Source: an optimization exercise on an open RTL-to-GDS flow (aim: small area, a short achievable clock period and few clock cycles per item). Production flows keep margins and buffers that such runs may drop.
Only simulation tests tie the RTL to the original design; equivalence was not proved.

### Met1 routing

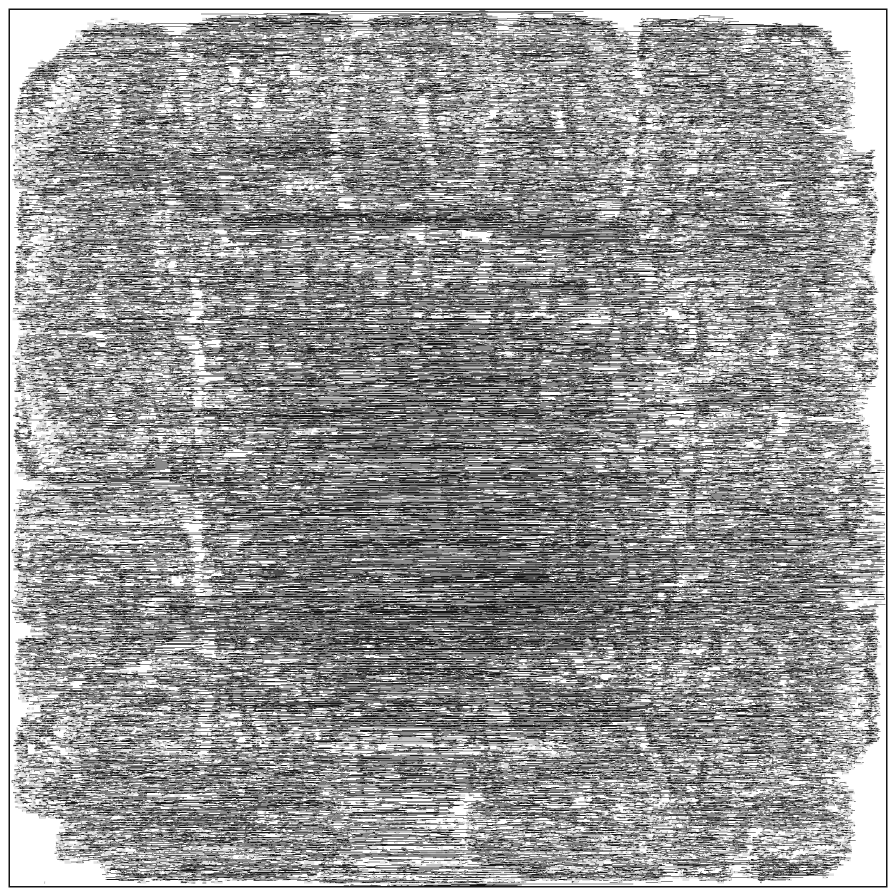
### The metal 2 layer

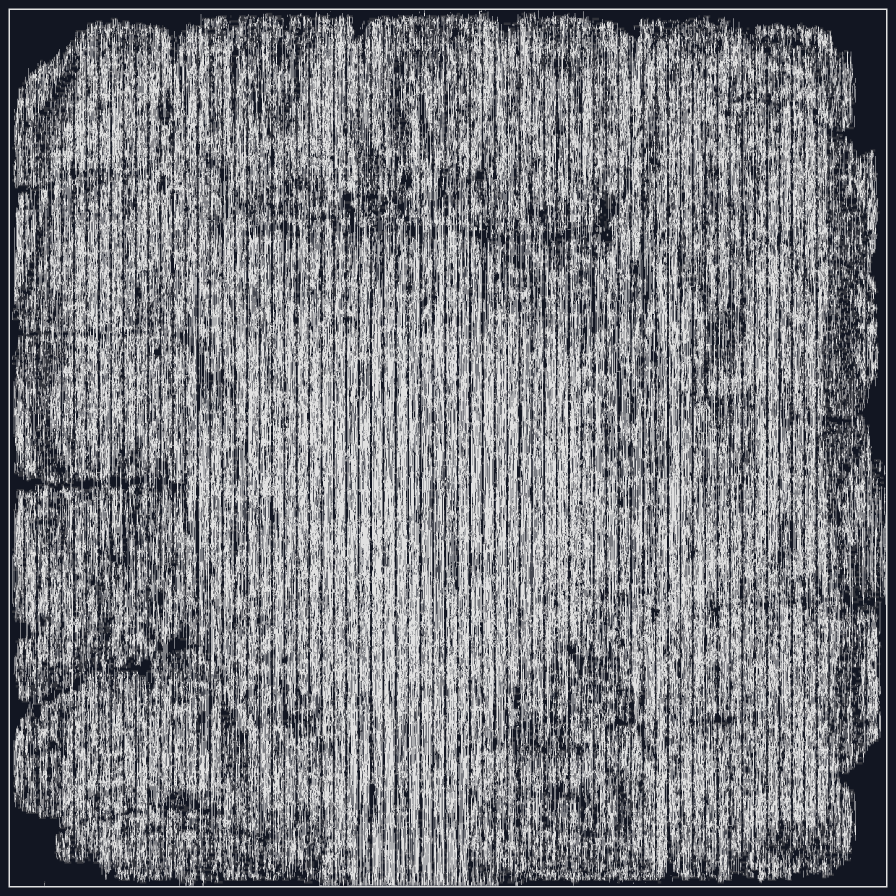
### Signal wires on met3

The bar under the picture is 200 um long.
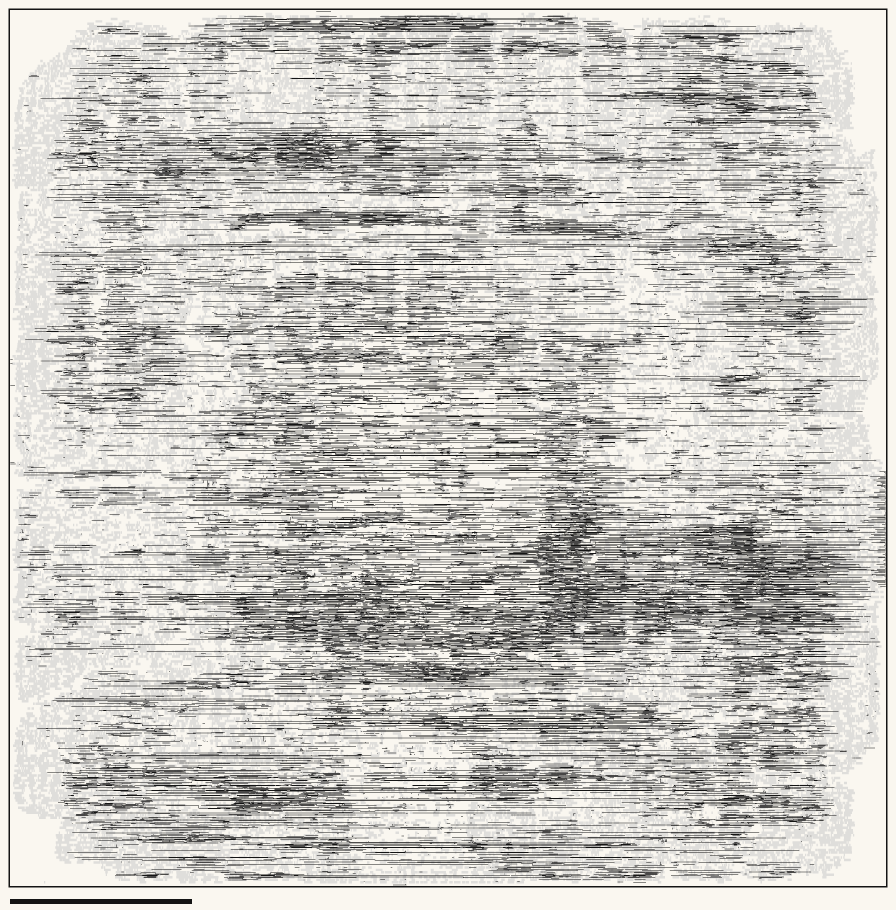
**run.sh**
```bash
#!/bin/bash
# synth_recipe.tcl (not shown) runs the flow's synth.tcl, then flattens the netlist and writes it again
# the make line also repeats each setting of config.mk as NAME=value (left out here)
make -C /OpenROAD-flow-scripts/flow DESIGN_CONFIG=/design/flow/config.mk WORK_HOME=/design/flow/orfs CLKGATE_MAP_FILE= SYNTH_SCRIPT=/design/flow/synth_recipe.tcl finish
```
**config.mk**
```make
export PLATFORM = sky130hd
export DESIGN_NAME = GSIM
export DESIGN_NICKNAME = GSIM
export VERILOG_FILES = /design/flow/design.v
export SDC_FILE = /design/flow/constraint.sdc
export NUM_CORES = 8
export LEC_CHECK = 0
export CAP_MARGIN = 30
export CORE_MARGIN = 2
export CORE_UTILIZATION = 40
export SETUP_SLACK_MARGIN = 1.0
export SLEW_MARGIN = 30
```
**constraint.sdc**
```tcl
create_clock -name core_clock -period 27.0 [get_ports {i_clk}]
set_input_delay 5.4000 -clock core_clock [delete_from_list [all_inputs] [get_ports {i_clk}]]
set_output_delay 5.4000 -clock core_clock [all_outputs]
set_load 0.01 [all_outputs]
```
**design.v**
```verilog
module multaNNx (
    input [15:0] aNN,  
    input [36:0] X_r,  
	input mult_ctrl,
    output [36:0] X_n  
);
parameter pos_max = 32'b01111111111111111111111111111111;
parameter neg_max = 32'b10000000000000000000000000000000;
parameter HIGH = 5'b11111;
parameter HI = 2'b11;
reg [31:0] xr_sat;
reg [47:0] aNNx_sat;
reg [36:0] X_n_r;
assign X_n = X_n_r;
always @(*) begin
	if (mult_ctrl) begin
		if (X_r[36]) begin
			if (X_r[35:31] != HIGH) begin
				xr_sat = neg_max;
			end
			else begin
				xr_sat[31] = 1;
				xr_sat[30:0] = X_r[30:0]; 
			end
		end
		else begin
			if (X_r[35:31] != 0) begin
				xr_sat = pos_max;
			end
			else begin
				xr_sat[31] = 0;
				xr_sat[30:0] = X_r[30:0];
			end
		end
	end
	else begin
		xr_sat = X_r[31:0];  
	end
    aNNx_sat = $signed(xr_sat) * $signed(aNN);
    X_n_r[36:32] = {5{aNNx_sat[47]}};
	if (mult_ctrl) begin
		if (aNNx_sat[47]) begin
			X_n_r[31:0] = neg_max;
			if (aNNx_sat[46:45] == HI) begin
				X_n_r[31] = 1;
				X_n_r[30:0] = aNNx_sat[44:14];
			end
		end
		else begin
			if (aNNx_sat[46:45] != 0) begin
				X_n_r[31:0] = pos_max;
			end
			else begin
				X_n_r[31] = 0;
				X_n_r[30:0] = aNNx_sat[44:14];
			end
		end
	end
	else begin
		if (aNNx_sat[47]) begin
			X_n_r[31:0] = neg_max;
			if (aNNx_sat[30:29] == HI) begin
				X_n_r[31] = 1;
				X_n_r[30:2] = aNNx_sat[28:0];
				X_n_r[1:0] = 0;
			end
		end
		else begin
			X_n_r[31:0] = pos_max;
			if (aNNx_sat[30:29] == 0) begin
				X_n_r[31] = 0;
				X_n_r[30:2] = aNNx_sat[28:0];
				X_n_r[1:0] = 0;
			end
		end
	end	
end
endmodule
module multax (
    input [15:0] a,
    input [31:0] x_in,
    output [31:0] x_out
);
parameter pos_max = 32'b01111111111111111111111111111111;
parameter neg_max = 32'b10000000000000000000000000000000;
parameter high = 16'b1111111111111111;
reg [47:0] ax_sat;
reg [31:0] x_out_r;
assign x_out = x_out_r;
always @(*) begin
    ax_sat = $signed(a) * $signed(x_in);
    if (ax_sat[47]) begin
        if (ax_sat[46:31] != high) begin
            x_out_r = neg_max;
        end
        else begin
            x_out_r[31] = 1;
            x_out_r[30:0] = ax_sat[30:0];
        end
    end
    else begin
        if (ax_sat[46:31] != 0) begin
            x_out_r = pos_max;
        end
        else begin
            x_out_r[31] = 0;
            x_out_r[30:0] = ax_sat[30:0];
        end
    end
end
endmodule
module GSIM (                        
	input          i_clk,
	input          i_reset,
	input          i_module_en,
	input  [  4:0] i_matrix_num,
	output         o_proc_done,
	output         o_mem_rreq,
	output [  9:0] o_mem_addr,
	input          i_mem_rrdy,
	input  [255:0] i_mem_dout,
	input          i_mem_dout_vld,
	output         o_x_wen,
	output [  8:0] o_x_addr,
	output [ 31:0] o_x_data  
);
parameter INIT = 1'b0;
parameter ITER = 1'b1;
wire [15:0] aNN, a[0:14];
wire [36:0] x_old, x_new;  
wire [31:0] x_in, x_out[0:14];  
reg mult_ctrl;
wire b_enable;
wire x_enable;
wire out_enable;
multaNNx aNNx(.aNN(aNN), .X_r(x_old), .mult_ctrl(mult_ctrl), .X_n(x_new));
multax ax0(.a(a[0]), .x_in(x_in), .x_out(x_out[0]));
multax ax1(.a(a[1]), .x_in(x_in), .x_out(x_out[1]));
multax ax2(.a(a[2]), .x_in(x_in), .x_out(x_out[2]));
multax ax3(.a(a[3]), .x_in(x_in), .x_out(x_out[3]));
multax ax4(.a(a[4]), .x_in(x_in), .x_out(x_out[4]));
multax ax5(.a(a[5]), .x_in(x_in), .x_out(x_out[5]));
multax ax6(.a(a[6]), .x_in(x_in), .x_out(x_out[6]));
multax ax7(.a(a[7]), .x_in(x_in), .x_out(x_out[7]));
multax ax8(.a(a[8]), .x_in(x_in), .x_out(x_out[8]));
multax ax9(.a(a[9]), .x_in(x_in), .x_out(x_out[9]));
multax ax10(.a(a[10]), .x_in(x_in), .x_out(x_out[10]));
multax ax11(.a(a[11]), .x_in(x_in), .x_out(x_out[11]));
multax ax12(.a(a[12]), .x_in(x_in), .x_out(x_out[12]));
multax ax13(.a(a[13]), .x_in(x_in), .x_out(x_out[13]));
multax ax14(.a(a[14]), .x_in(x_in), .x_out(x_out[14]));
reg [15:0] aNN_w, a_w[0:14]; 
reg [36:0] x_old_w;
reg [31:0] x_in_w;
assign aNN = aNN_w;
assign a[0] = a_w[0];
assign a[1] = a_w[1];
assign a[2] = a_w[2];
assign a[3] = a_w[3];
assign a[4] = a_w[4];
assign a[5] = a_w[5];
assign a[6] = a_w[6];
assign a[7] = a_w[7];
assign a[8] = a_w[8];
assign a[9] = a_w[9];
assign a[10] = a_w[10];
assign a[11] = a_w[11];
assign a[12] = a_w[12];
assign a[13] = a_w[13];
assign a[14] = a_w[14];
assign x_old = x_old_w;
assign x_in = x_in_w;
reg [15:0] matrix_b_r[1:16], matrix_b_w[1:16]; 
reg [36:0] matrix_x_r[1:16], matrix_x_w[1:16];
reg [6:0] mem_addr;
reg [6:0] mem_addr_r;
reg state_r, state_w;
reg [5:0] data_cnt_r, data_cnt_w;
reg [4:0] recur_cnt_r, recur_cnt_w;
reg [4:0] matrix_cnt_r, matrix_cnt_w;   
reg x_wen_r, x_wen_w;
reg [8:0] x_addr_r, x_addr_w;
reg [31:0] x_data_r, x_data_w;
reg done_r, done_w;
reg enable_w, enable_r;
integer j;
assign b_enable = enable_r;
assign x_enable = ((i_mem_dout_vld) && (i_module_en));
assign out_enable = (recur_cnt_r == 17);
assign o_proc_done = done_r;
assign o_mem_rreq = 1'b1;
assign o_mem_addr = mem_addr + (matrix_cnt_r << 4) + matrix_cnt_r;
assign o_x_wen = x_wen_r;
assign o_x_addr = x_addr_r;
assign o_x_data = x_data_r;
always @(*) begin
	for (j = 1; j < 17; j = j+1) begin
		matrix_b_w[j] = matrix_b_r[j];
		matrix_x_w[j] = matrix_x_r[j];
	end
	data_cnt_w = data_cnt_r;
	recur_cnt_w = recur_cnt_r;
	matrix_cnt_w = matrix_cnt_r;
	state_w = state_r;
	mem_addr = (data_cnt_r == 0)?16:mem_addr_r;
	x_wen_w = x_wen_r;
	x_addr_w = x_addr_r;
	x_data_w = x_data_r;
	done_w = done_r;
	x_old_w = 37'd0;
	x_in_w = 32'd0;
	aNN_w = 16'd0;
	mult_ctrl = 1;
	for (j = 0; j < 15; j = j+1) begin
		a_w[j] = 16'd0;
	end
	enable_w = ((data_cnt_r == 0) && (!state_r) && (i_module_en));
	if (i_module_en) begin
		if (i_mem_dout_vld) begin
			case (state_r)
				INIT: begin
					mult_ctrl = 0;
					if (matrix_cnt_r == i_matrix_num) begin
						done_w = 1;
					end
					x_wen_w = 0;
					if (data_cnt_r == 0) begin  
						for (j = 1; j < 17; j = j+1) begin
							matrix_b_w[j][15:0] = i_mem_dout[j*16-1-:16];
						end
						data_cnt_w = data_cnt_r + 1;
						mem_addr = 0;
					end
					else if (data_cnt_r == 16) begin
						aNN_w = i_mem_dout[255:240];
						x_old_w = {{21{matrix_b_r[16][15]}}, matrix_b_r[16]};
						matrix_x_w[16] = x_new;
						data_cnt_w = 1;
						mem_addr = 0;
						recur_cnt_w = 1;
						state_w = ITER;
					end
					else begin
						aNN_w = i_mem_dout[(data_cnt_r<<4)-1-:16];
						x_old_w = {{21{matrix_b_r[data_cnt_r][15]}}, matrix_b_r[data_cnt_r]};
						matrix_x_w[data_cnt_r] = x_new;  
						data_cnt_w = data_cnt_r + 1;
						mem_addr = {1'b0, data_cnt_r};
					end
				end
				ITER: begin
					case (data_cnt_r)
						1: begin
							x_old_w = matrix_x_r[1];
							aNN_w = i_mem_dout[15:0];
							x_in_w = (recur_cnt_r == 1) ? matrix_x_r[1][31:0] : x_new[31:0];
							if (recur_cnt_r != 17) begin
								matrix_x_w[1][31:0] = matrix_b_r[1] << 16;	 
								matrix_x_w[1][36:32] = {5{matrix_b_r[1][15]}};
							end
							else begin
								x_data_w = x_new[31:0];
								x_addr_w = x_addr_r + 1;
								x_wen_w = 1;
							end
							if (recur_cnt_r != 1) begin	 
								for (j = 2; j < 17; j = j+1) begin
									a_w[j-2] = i_mem_dout[j*16-1-:16];
									matrix_x_w[j] = $signed(matrix_x_r[j][35:0]) - $signed(x_out[j-2]);
								end
							end
							data_cnt_w = data_cnt_r + 1;
							mem_addr = 1;
						end
						2: begin
							x_old_w = matrix_x_r[2];
							aNN_w = i_mem_dout[31:16];
							x_in_w = (recur_cnt_r == 1) ? matrix_x_r[2][31:0] : x_new[31:0];
							if (recur_cnt_r != 17) begin
								for (j = 1; j < 2; j = j+1) begin	 
									a_w[j-1] = i_mem_dout[j*16-1-:16];
									matrix_x_w[j] = $signed(matrix_x_r[j][35:0]) - $signed(x_out[j-1]);
								end
								matrix_x_w[2][31:0] = matrix_b_r[2] << 16;	 
								matrix_x_w[2][36:32] = {5{matrix_b_r[2][15]}};
							end
							else begin
								x_data_w = x_new[31:0];
								x_addr_w = x_addr_r + 1;
								x_wen_w = 1;
							end
							if (recur_cnt_r != 1) begin	 
								for (j = 3; j < 17; j = j+1) begin	
									a_w[j-2] = i_mem_dout[j*16-1-:16];
									matrix_x_w[j] = $signed(matrix_x_r[j][35:0]) - $signed(x_out[j-2]);
								end
							end
							data_cnt_w = data_cnt_r + 1;
							mem_addr = 2;
						end
						3: begin
							x_old_w = matrix_x_r[3];
							aNN_w = i_mem_dout[47:32];
							x_in_w = (recur_cnt_r == 1) ? matrix_x_r[3][31:0] : x_new[31:0];
							if (recur_cnt_r != 17) begin
								for (j = 1; j < 3; j = j+1) begin	 
									a_w[j-1] = i_mem_dout[j*16-1-:16];
									matrix_x_w[j] = $signed(matrix_x_r[j][35:0]) - $signed(x_out[j-1]);
								end
								matrix_x_w[3][31:0] = matrix_b_r[3] << 16;	 
								matrix_x_w[3][36:32] = {5{matrix_b_r[3][15]}};
							end
							else begin
								x_data_w = x_new[31:0];
								x_addr_w = x_addr_r + 1;
								x_wen_w = 1;
							end
							if (recur_cnt_r != 1) begin	 
								for (j = 4; j < 17; j = j+1) begin
									a_w[j-2] = i_mem_dout[j*16-1-:16];
									matrix_x_w[j] = $signed(matrix_x_r[j][35:0]) - $signed(x_out[j-2]);
								end
							end
							data_cnt_w = data_cnt_r + 1;
							mem_addr = 3;
						end
						4: begin
							x_old_w = matrix_x_r[4];
							aNN_w = i_mem_dout[63:48];
							x_in_w = (recur_cnt_r == 1) ? matrix_x_r[4][31:0] : x_new[31:0];
							if (recur_cnt_r != 17) begin
								for (j = 1; j < 4; j = j+1) begin	 
									a_w[j-1] = i_mem_dout[j*16-1-:16];
									matrix_x_w[j] = $signed(matrix_x_r[j][35:0]) - $signed(x_out[j-1]);
								end
								matrix_x_w[4][31:0] = matrix_b_r[4] << 16;	 
								matrix_x_w[4][36:32] = {5{matrix_b_r[4][15]}};
							end
							else begin
								x_data_w = x_new[31:0];
								x_addr_w = x_addr_r + 1;
								x_wen_w = 1;
							end
							if (recur_cnt_r != 1) begin	 
								for (j = 5; j < 17; j = j+1) begin
									a_w[j-2] = i_mem_dout[j*16-1-:16];
									matrix_x_w[j] = $signed(matrix_x_r[j][35:0]) - $signed(x_out[j-2]);
								end
							end
							data_cnt_w = data_cnt_r + 1;
							mem_addr = 4;
						end
						5: begin
							x_old_w = matrix_x_r[5];
							aNN_w = i_mem_dout[79:64];
							x_in_w = (recur_cnt_r == 1) ? matrix_x_r[5][31:0] : x_new[31:0];
							if (recur_cnt_r != 17) begin
								for (j = 1; j < 5; j = j+1) begin	 
									a_w[j-1] = i_mem_dout[j*16-1-:16];
									matrix_x_w[j] = $signed(matrix_x_r[j][35:0]) - $signed(x_out[j-1]);
								end
								matrix_x_w[5][31:0] = matrix_b_r[5] << 16;	 
								matrix_x_w[5][36:32] = {5{matrix_b_r[5][15]}};
							end
							else begin
								x_data_w = x_new[31:0];
								x_addr_w = x_addr_r + 1;
								x_wen_w = 1;
							end
							if (recur_cnt_r != 1) begin	 
								for (j = 6; j < 17; j = j+1) begin
									a_w[j-2] = i_mem_dout[j*16-1-:16];
									matrix_x_w[j] = $signed(matrix_x_r[j][35:0]) - $signed(x_out[j-2]);
								end
							end
							data_cnt_w = data_cnt_r + 1;
							mem_addr = 5;
						end
						6: begin
							x_old_w = matrix_x_r[6];
							aNN_w = i_mem_dout[95:80];
							x_in_w = (recur_cnt_r == 1) ? matrix_x_r[6][31:0] : x_new[31:0];
							if (recur_cnt_r != 17) begin
								for (j = 1; j < 6; j = j+1) begin
									a_w[j-1] = i_mem_dout[j*16-1-:16];
									matrix_x_w[j] = $signed(matrix_x_r[j][35:0]) - $signed(x_out[j-1]);
								end
								matrix_x_w[6][31:0] = matrix_b_r[6] << 16;	 
								matrix_x_w[6][36:32] = {5{matrix_b_r[6][15]}};
							end
							else begin
								x_data_w = x_new[31:0];
								x_addr_w = x_addr_r + 1;
								x_wen_w = 1;
							end
							if (recur_cnt_r != 1) begin
								for (j = 7; j < 17; j = j+1) begin
									a_w[j-2] = i_mem_dout[j*16-1-:16];
									matrix_x_w[j] = $signed(matrix_x_r[j][35:0]) - $signed(x_out[j-2]);
								end
							end
							data_cnt_w = data_cnt_r + 1;
							mem_addr = 6;
						end
						7: begin
							x_old_w = matrix_x_r[7];
							aNN_w = i_mem_dout[111:96];
							x_in_w = (recur_cnt_r == 1) ? matrix_x_r[7][31:0] : x_new[31:0];
							if (recur_cnt_r != 17) begin
								for (j = 1; j < 7; j = j+1) begin
									a_w[j-1] = i_mem_dout[j*16-1-:16];
									matrix_x_w[j] = $signed(matrix_x_r[j][35:0]) - $signed(x_out[j-1]);
								end
								matrix_x_w[7][31:0] = matrix_b_r[7] << 16;	 
								matrix_x_w[7][36:32] = {5{matrix_b_r[7][15]}};
							end
							else begin
								x_data_w = x_new[31:0];
								x_addr_w = x_addr_r + 1;
								x_wen_w = 1;
							end
							if (recur_cnt_r != 1) begin
								for (j = 8; j < 17; j = j+1) begin
									a_w[j-2] = i_mem_dout[j*16-1-:16];
									matrix_x_w[j] = $signed(matrix_x_r[j][35:0]) - $signed(x_out[j-2]);
								end
							end
							data_cnt_w = data_cnt_r + 1;
							mem_addr = 7;
						end
						8: begin
							x_old_w = matrix_x_r[8];
							aNN_w = i_mem_dout[127:112];
							x_in_w = (recur_cnt_r == 1) ? matrix_x_r[8][31:0] : x_new[31:0];
							if (recur_cnt_r != 17) begin
								for (j = 1; j < 8; j = j+1) begin
									a_w[j-1] = i_mem_dout[j*16-1-:16];
									matrix_x_w[j] = $signed(matrix_x_r[j][35:0]) - $signed(x_out[j-1]);
								end
								matrix_x_w[8][31:0] = matrix_b_r[8] << 16;	 
								matrix_x_w[8][36:32] = {5{matrix_b_r[8][15]}};
							end
							else begin
								x_data_w = x_new[31:0];
								x_addr_w = x_addr_r + 1;
								x_wen_w = 1;
							end
							if (recur_cnt_r != 1) begin
								for (j = 9; j < 17; j = j+1) begin
									a_w[j-2] = i_mem_dout[j*16-1-:16];
									matrix_x_w[j] = $signed(matrix_x_r[j][35:0]) - $signed(x_out[j-2]);
								end
							end
							data_cnt_w = data_cnt_r + 1;
							mem_addr = 8;
						end
						9: begin
							x_old_w = matrix_x_r[9];
							aNN_w = i_mem_dout[143:128];
							x_in_w = (recur_cnt_r == 1) ? matrix_x_r[9][31:0] : x_new[31:0];
							if (recur_cnt_r != 17) begin
								for (j = 1; j < 9; j = j+1) begin
									a_w[j-1] = i_mem_dout[j*16-1-:16];
									matrix_x_w[j] = $signed(matrix_x_r[j][35:0]) - $signed(x_out[j-1]);
								end
								matrix_x_w[9][31:0] = matrix_b_r[9] << 16;	 
								matrix_x_w[9][36:32] = {5{matrix_b_r[9][15]}};
							end
							else begin
								x_data_w = x_new[31:0];
								x_addr_w = x_addr_r + 1;
								x_wen_w = 1;
							end
							if (recur_cnt_r != 1) begin
								for (j = 10; j < 17; j = j+1) begin
									a_w[j-2] = i_mem_dout[j*16-1-:16];
									matrix_x_w[j] = $signed(matrix_x_r[j][35:0]) - $signed(x_out[j-2]);
								end
							end
							data_cnt_w = data_cnt_r + 1;
							mem_addr = 9;
						end
						10: begin
							x_old_w = matrix_x_r[10];
							aNN_w = i_mem_dout[159:144];
							x_in_w = (recur_cnt_r == 1) ? matrix_x_r[10][31:0] : x_new[31:0];
							if (recur_cnt_r != 17) begin
								for (j = 1; j < 10; j = j+1) begin
									a_w[j-1] = i_mem_dout[j*16-1-:16];
									matrix_x_w[j] = $signed(matrix_x_r[j][35:0]) - $signed(x_out[j-1]);
								end
								matrix_x_w[10][31:0] = matrix_b_r[10] << 16;	 
								matrix_x_w[10][36:32] = {5{matrix_b_r[10][15]}};
							end
							else begin
								x_data_w = x_new[31:0];
								x_addr_w = x_addr_r + 1;
								x_wen_w = 1;
							end
							if (recur_cnt_r != 1) begin
								for (j = 11; j < 17; j = j+1) begin
									a_w[j-2] = i_mem_dout[j*16-1-:16];
									matrix_x_w[j] = $signed(matrix_x_r[j][35:0]) - $signed(x_out[j-2]);
								end
							end
							data_cnt_w = data_cnt_r + 1;
							mem_addr = 10;
						end
						11: begin
							x_old_w = matrix_x_r[11];
							aNN_w = i_mem_dout[175:160];
							x_in_w = (recur_cnt_r == 1) ? matrix_x_r[11][31:0] : x_new[31:0];
							if (recur_cnt_r != 17) begin
								for (j = 1; j < 11; j = j+1) begin
									a_w[j-1] = i_mem_dout[j*16-1-:16];
									matrix_x_w[j] = $signed(matrix_x_r[j][35:0]) - $signed(x_out[j-1]);
								end
								matrix_x_w[11][31:0] = matrix_b_r[11] << 16;	 
								matrix_x_w[11][36:32] = {5{matrix_b_r[11][15]}};
							end
							else begin
								x_data_w = x_new[31:0];
								x_addr_w = x_addr_r + 1;
								x_wen_w = 1;
							end
							if (recur_cnt_r != 1) begin
								for (j = 12; j < 17; j = j+1) begin
									a_w[j-2] = i_mem_dout[j*16-1-:16];
									matrix_x_w[j] = $signed(matrix_x_r[j][35:0]) - $signed(x_out[j-2]);
								end
							end
							data_cnt_w = data_cnt_r + 1;
							mem_addr = 11;
						end
						12: begin
							x_old_w = matrix_x_r[12];
							aNN_w = i_mem_dout[191:176];
							x_in_w = (recur_cnt_r == 1) ? matrix_x_r[12][31:0] : x_new[31:0];
							if (recur_cnt_r != 17) begin
								for (j = 1; j < 12; j = j+1) begin
									a_w[j-1] = i_mem_dout[j*16-1-:16];
									matrix_x_w[j] = $signed(matrix_x_r[j][35:0]) - $signed(x_out[j-1]);
								end
								matrix_x_w[12][31:0] = matrix_b_r[12] << 16;	 
								matrix_x_w[12][36:32] = {5{matrix_b_r[12][15]}};
							end
							else begin
								x_data_w = x_new[31:0];
								x_addr_w = x_addr_r + 1;
								x_wen_w = 1;
							end
							if (recur_cnt_r != 1) begin
								for (j = 13; j < 17; j = j+1) begin
									a_w[j-2] = i_mem_dout[j*16-1-:16];
									matrix_x_w[j] = $signed(matrix_x_r[j][35:0]) - $signed(x_out[j-2]);
								end
							end
							data_cnt_w = data_cnt_r + 1;
							mem_addr = 12;
						end
						13: begin
							x_old_w = matrix_x_r[13];
							aNN_w = i_mem_dout[207:192];
							x_in_w = (recur_cnt_r == 1) ? matrix_x_r[13][31:0] : x_new[31:0];
							if (recur_cnt_r != 17) begin
								for (j = 1; j < 13; j = j+1) begin
									a_w[j-1] = i_mem_dout[j*16-1-:16];
									matrix_x_w[j] = $signed(matrix_x_r[j][35:0]) - $signed(x_out[j-1]);
								end
								matrix_x_w[13][31:0] = matrix_b_r[13] << 16;	 
								matrix_x_w[13][36:32] = {5{matrix_b_r[13][15]}};
							end
							else begin
								x_data_w = x_new[31:0];
								x_addr_w = x_addr_r + 1;
								x_wen_w = 1;
							end
							if (recur_cnt_r != 1) begin
								for (j = 14; j < 17; j = j+1) begin
									a_w[j-2] = i_mem_dout[j*16-1-:16];
									matrix_x_w[j] = $signed(matrix_x_r[j][35:0]) - $signed(x_out[j-2]);
								end
							end
							data_cnt_w = data_cnt_r + 1;
							mem_addr = 13;
						end
						14: begin
							x_old_w = matrix_x_r[14];
							aNN_w = i_mem_dout[223:208];
							x_in_w = (recur_cnt_r == 1) ? matrix_x_r[14][31:0] : x_new[31:0];
							if (recur_cnt_r != 17) begin
								for (j = 1; j < 14; j = j+1) begin
									a_w[j-1] = i_mem_dout[j*16-1-:16];
									matrix_x_w[j] = $signed(matrix_x_r[j][35:0]) - $signed(x_out[j-1]);
								end
								matrix_x_w[14][31:0] = matrix_b_r[14] << 16;	 
								matrix_x_w[14][36:32] = {5{matrix_b_r[14][15]}};
							end
							else begin
								x_data_w = x_new[31:0];
								x_addr_w = x_addr_r + 1;
								x_wen_w = 1;
							end
							if (recur_cnt_r != 1) begin
								for (j = 15; j < 17; j = j+1) begin
									a_w[j-2] = i_mem_dout[j*16-1-:16];
									matrix_x_w[j] = $signed(matrix_x_r[j][35:0]) - $signed(x_out[j-2]);
								end
							end
							data_cnt_w = data_cnt_r + 1;
							mem_addr = 14;
						end
						15: begin
							x_old_w = matrix_x_r[15];
							aNN_w = i_mem_dout[239:224];
							x_in_w = (recur_cnt_r == 1) ? matrix_x_r[15][31:0] : x_new[31:0];
							if (recur_cnt_r != 17) begin
								for (j = 1; j < 15; j = j+1) begin
									a_w[j-1] = i_mem_dout[j*16-1-:16];
									matrix_x_w[j] = $signed(matrix_x_r[j][35:0]) - $signed(x_out[j-1]);
								end
								matrix_x_w[15][31:0] = matrix_b_r[15] << 16;	 
								matrix_x_w[15][36:32] = {5{matrix_b_r[15][15]}};
							end
							else begin
								x_data_w = x_new[31:0];
								x_addr_w = x_addr_r + 1;
								x_wen_w = 1;
							end
							if (recur_cnt_r != 1) begin
								a_w[14] = i_mem_dout[255:240];
								matrix_x_w[16] = $signed(matrix_x_r[16][35:0]) - $signed(x_out[14]);
							end
							data_cnt_w = data_cnt_r + 1;
							mem_addr = 15;
						end
						16: begin
							x_old_w = matrix_x_r[16];
							aNN_w = i_mem_dout[255:240];
							x_in_w = (recur_cnt_r == 1) ? matrix_x_r[16][31:0] : x_new[31:0];
							data_cnt_w = 1;
							recur_cnt_w = recur_cnt_r + 1;
							mem_addr = 0;
							if (recur_cnt_r != 17) begin
								for (j = 1; j < 16; j = j+1) begin
									a_w[j-1] = i_mem_dout[j*16-1-:16];
									matrix_x_w[j] = $signed(matrix_x_r[j][35:0]) - $signed(x_out[j-1]);
								end
								matrix_x_w[16][31:0] = matrix_b_r[16] << 16;	 
								matrix_x_w[16][36:32] = {5{matrix_b_r[16][15]}};
							end
							else begin
								state_w = INIT;
								x_data_w = x_new[31:0];
								x_addr_w = x_addr_r + 1;
								x_wen_w = 1;
								mem_addr = 32+1;
								matrix_cnt_w = matrix_cnt_r + 1;
								data_cnt_w = 0;
								recur_cnt_w = 0;
								enable_w = 1;
							end
						end
						default: begin
						end
					endcase
				end
				default: begin
				end
			endcase
		end
	end
	else begin
		done_w = i_module_en;
	end
end
always @(posedge i_clk or posedge i_reset) begin
	if (i_reset) begin
		for (j = 1; j < 17; j = j+1) begin
			matrix_b_r[j] <= 0;
			matrix_x_r[j] <= 0;
		end
		mem_addr_r <= 16;
		data_cnt_r <= 0;
		recur_cnt_r <= 0;
		matrix_cnt_r <= 0;
		state_r <= 0;
		x_wen_r <= 0;
		x_addr_r <= 9'b111111111;
		x_data_r <= 0;
		done_r <= 0;
		enable_r <= 0;
	end
	else begin
		if (b_enable) begin
			for (j = 1; j < 17; j = j+1) begin
				matrix_b_r[j] <= matrix_b_w[j];
			end
		end
		else begin
			for (j = 1; j < 17; j = j+1) begin
				matrix_b_r[j] <= matrix_b_r[j];
			end
		end
		for (j = 1; j < 17; j = j+1) begin
			matrix_x_r[j] <= matrix_x_w[j];
		end
		x_data_r <= x_data_w;
		mem_addr_r <= mem_addr;
		data_cnt_r <= data_cnt_w;
		recur_cnt_r <= recur_cnt_w;
		matrix_cnt_r <= matrix_cnt_w;
		state_r <= state_w;
		x_wen_r <= x_wen_w;
		x_addr_r <= x_addr_w;		
		done_r <= done_w;
		enable_r <= enable_w;
	end
end
endmodule
```
==> flow_metrics.env <==
export IMPL_cts_hold_buf=0
export IMPL_syn_avg_cell_area_um2=8.367
export IMPL_finClkSkew_ps=133.7
export IMPL_wire_per_inst_um=36.27
export IMPL_die_h_um=960.4
export IMPL_grt_pass1_wl_um=3015000
export IMPL_cts_buffers_inserted=124
export IMPL_status="finished clean"
export IMPL_clkSlewWorstSetupHoldPaths_ps=60
export IMPL_place_ws_ps=-1133
export IMPL_fin_area_mm2=0.4495
export IMPL_antenna_found_initial=463
export IMPL_io_pins=320
export IMPL_die_width_um=960.4
export IMPL_synth_cells=43730
export IMPL_finalCritPeriodShare_pct=97.44
export IMPL_critPathMaxStageDelay_ps=770
export IMPL_drv_cap=0
export IMPL_rsz0062_at_grt="true"
export IMPL_mostFrequentLayoutCell="inv_1"
export IMPL_cp_max_fo=21
export IMPL_relSlewSlack_pct=13.67
export IMPL_synth_edff_count=0
export IMPL_cp_data_required_time_ps=27840
export IMPL_synth_cell_types=114
export IMPL_highest_layer="met5"
export IMPL_endpoint="matrix_x_r[13][34]"
export IMPL_synth_area_top_cells="fa_1 43%, inv_1 8.6%, ha_1 8.3%"
export IMPL_min_path_type="flip-flop to flip-flop"
export IMPL_cp_end_kind="flip-flop"
export IMPL_grt_remaining_overflow=0
export IMPL_clock_sinks=916
export IMPL_timing_final_ws_setup_ps=690.4
export IMPL_place_gp_congestion=1.191
export IMPL_final_cell_count_no_fill=62030
export IMPL_synth_nets=54210
export IMPL_wl_met2_um=894900
export IMPL_track_usage_pct=47.63
Testbench counts, summed over its fixed seeds: cycles 74,178, matrices 128.
-- 'Met1 routing' (at the start) --
longest straight run	277 um
nets with wire on the layer	55,821
wire length on this layer	800 mm
main direction	horizontal
final wirelength: 2,250,000 um
M1 GR Usage: 56.20%
Vias: 369,300

-- 'The metal 2 layer' (at the start) --
longest straight run	237 um
wire length on this layer	895 mm
GR Util met2: 65.57%

-- 'Signal wires on met3' (at the start) --
main direction	horizontal
wire length on this layer	304 mm
share of all routed wire	14%
nets with wire on the layer	6,435
longest straight run	725 um
met3 usage: 20.37%

[cell usage after synthesis, types with 49 or more instances]
library cell / n
a211o_1: 58
a211oi_1: 235
a21o_1: 667
a21oi_1: 1654
a221oi_1: 106
a222oi_1: 68
a22o_1: 226
a22oi_1: 516
a2bb2oi_1: 49
a31oi_1: 190
and2_1: 274
and3_1: 200
buf_1: 221
buf_2: 182
clkbuf_1: 1936
dfrtp_1: 906
fa_1: 7795
ha_1: 2422
inv_1: 8375
mux2_2: 274
mux2i_1: 57
mux4_2: 64
nand2_1: 5373
nand2b_1: 311
nand3_1: 380
nand4_1: 158
nor2_1: 5976
nor2b_1: 208
nor3_1: 317
nor4_1: 56
o211ai_1: 180
o21a_1: 285
o21ai_0: 1216
o21bai_1: 169
o22a_1: 136
o22ai_1: 113
o31ai_1: 92
or2_2: 91
or3_1: 109
xnor2_1: 832
xor2_1: 378
[layout make-up]
| class | count | area share (%) |
|---|---|---|
| Antenna cell | 476 | 0.2650 |
| Clock buffer | 169 | 0.7792 |
| Clock inverter | 54 | 0.1701 |
| Inverter | 8395 | 7.013 |
| Multi-Input combinational cell | 32070 | 68.25 |
| Sequential cell | 916 | 5.105 |
| Tap cell | 12180 | 3.390 |
| Timing Repair Buffer | 7780 | 15.03 |
[flip-flops by register name (all words and copies together) (netlist names)]
name / count
x_data_r: 32
done_r: 1
mem_addr_r: 7
x_addr_r: 9
state_r: 1
matrix_cnt_r: 5
matrix_x_r: 592
enable_r: 1
recur_cnt_r: 5
matrix_b_r: 256
x_wen_r: 1
data_cnt_r: 6
[what timing repair did]
action	CTS	global route
cloned	1	18
setup endpoints to repair	316	368
gates resized for setup	168	653
pin swaps	23	168
buffers inserted	46	135
[layer usage]
| metal | vias to the layer above | GRT usage [%] |
|---|---|---|
| li1 | 147500 | - |
| met2 | 27070 | 65.57 |
| met1 | 187100 | 56.20 |
| met3 | 7451 | 20.37 |
| met4 | 131 | 42.49 |
| met5 | - | 0.6270 |
[critical path, delay by kind of cell]
family / cells / cell delay, ps
AND/OR/NAND/NOR: 22 / 4120
buffers and inverters: 24 / 4450
adder cells (fa/ha/maj): 16 / 6950
XOR/XNOR: 2 / 280
AO/OA/AOI/OAI: 23 / 5460

[port drivers added, routing unchanged]
Ports are ideal in the flow. The routed layout listed here was re-timed in OpenROAD.
Step 1 assumes that a clkbuf_16 drives the clock port and a buf_2 every other input.
Step 2 adds t to the input delays and takes it off the output delays; t is the mean of the earliest and latest rising clock arrival at the registers after step 1. Input paths then give back, and output paths get back, about the clock's delay inside the block.
a / b / c = no drivers / after step 1 / after step 2; a / b = the first two.
t (ns): 1.100
slack for setup (ns): 0.690 / 0.800 / -0.300
hold WS [ns]: 0.479 / 0.479 / 0.479
worst setup path after step 2: input to register
clock arrival spread, ns: 0.136 / 0.136
With both steps, setup timing fails in this run, where it was met with ideal ports. The setup slack of this run moves by +0.110 ns with the drivers and by -0.990 ns with both steps.
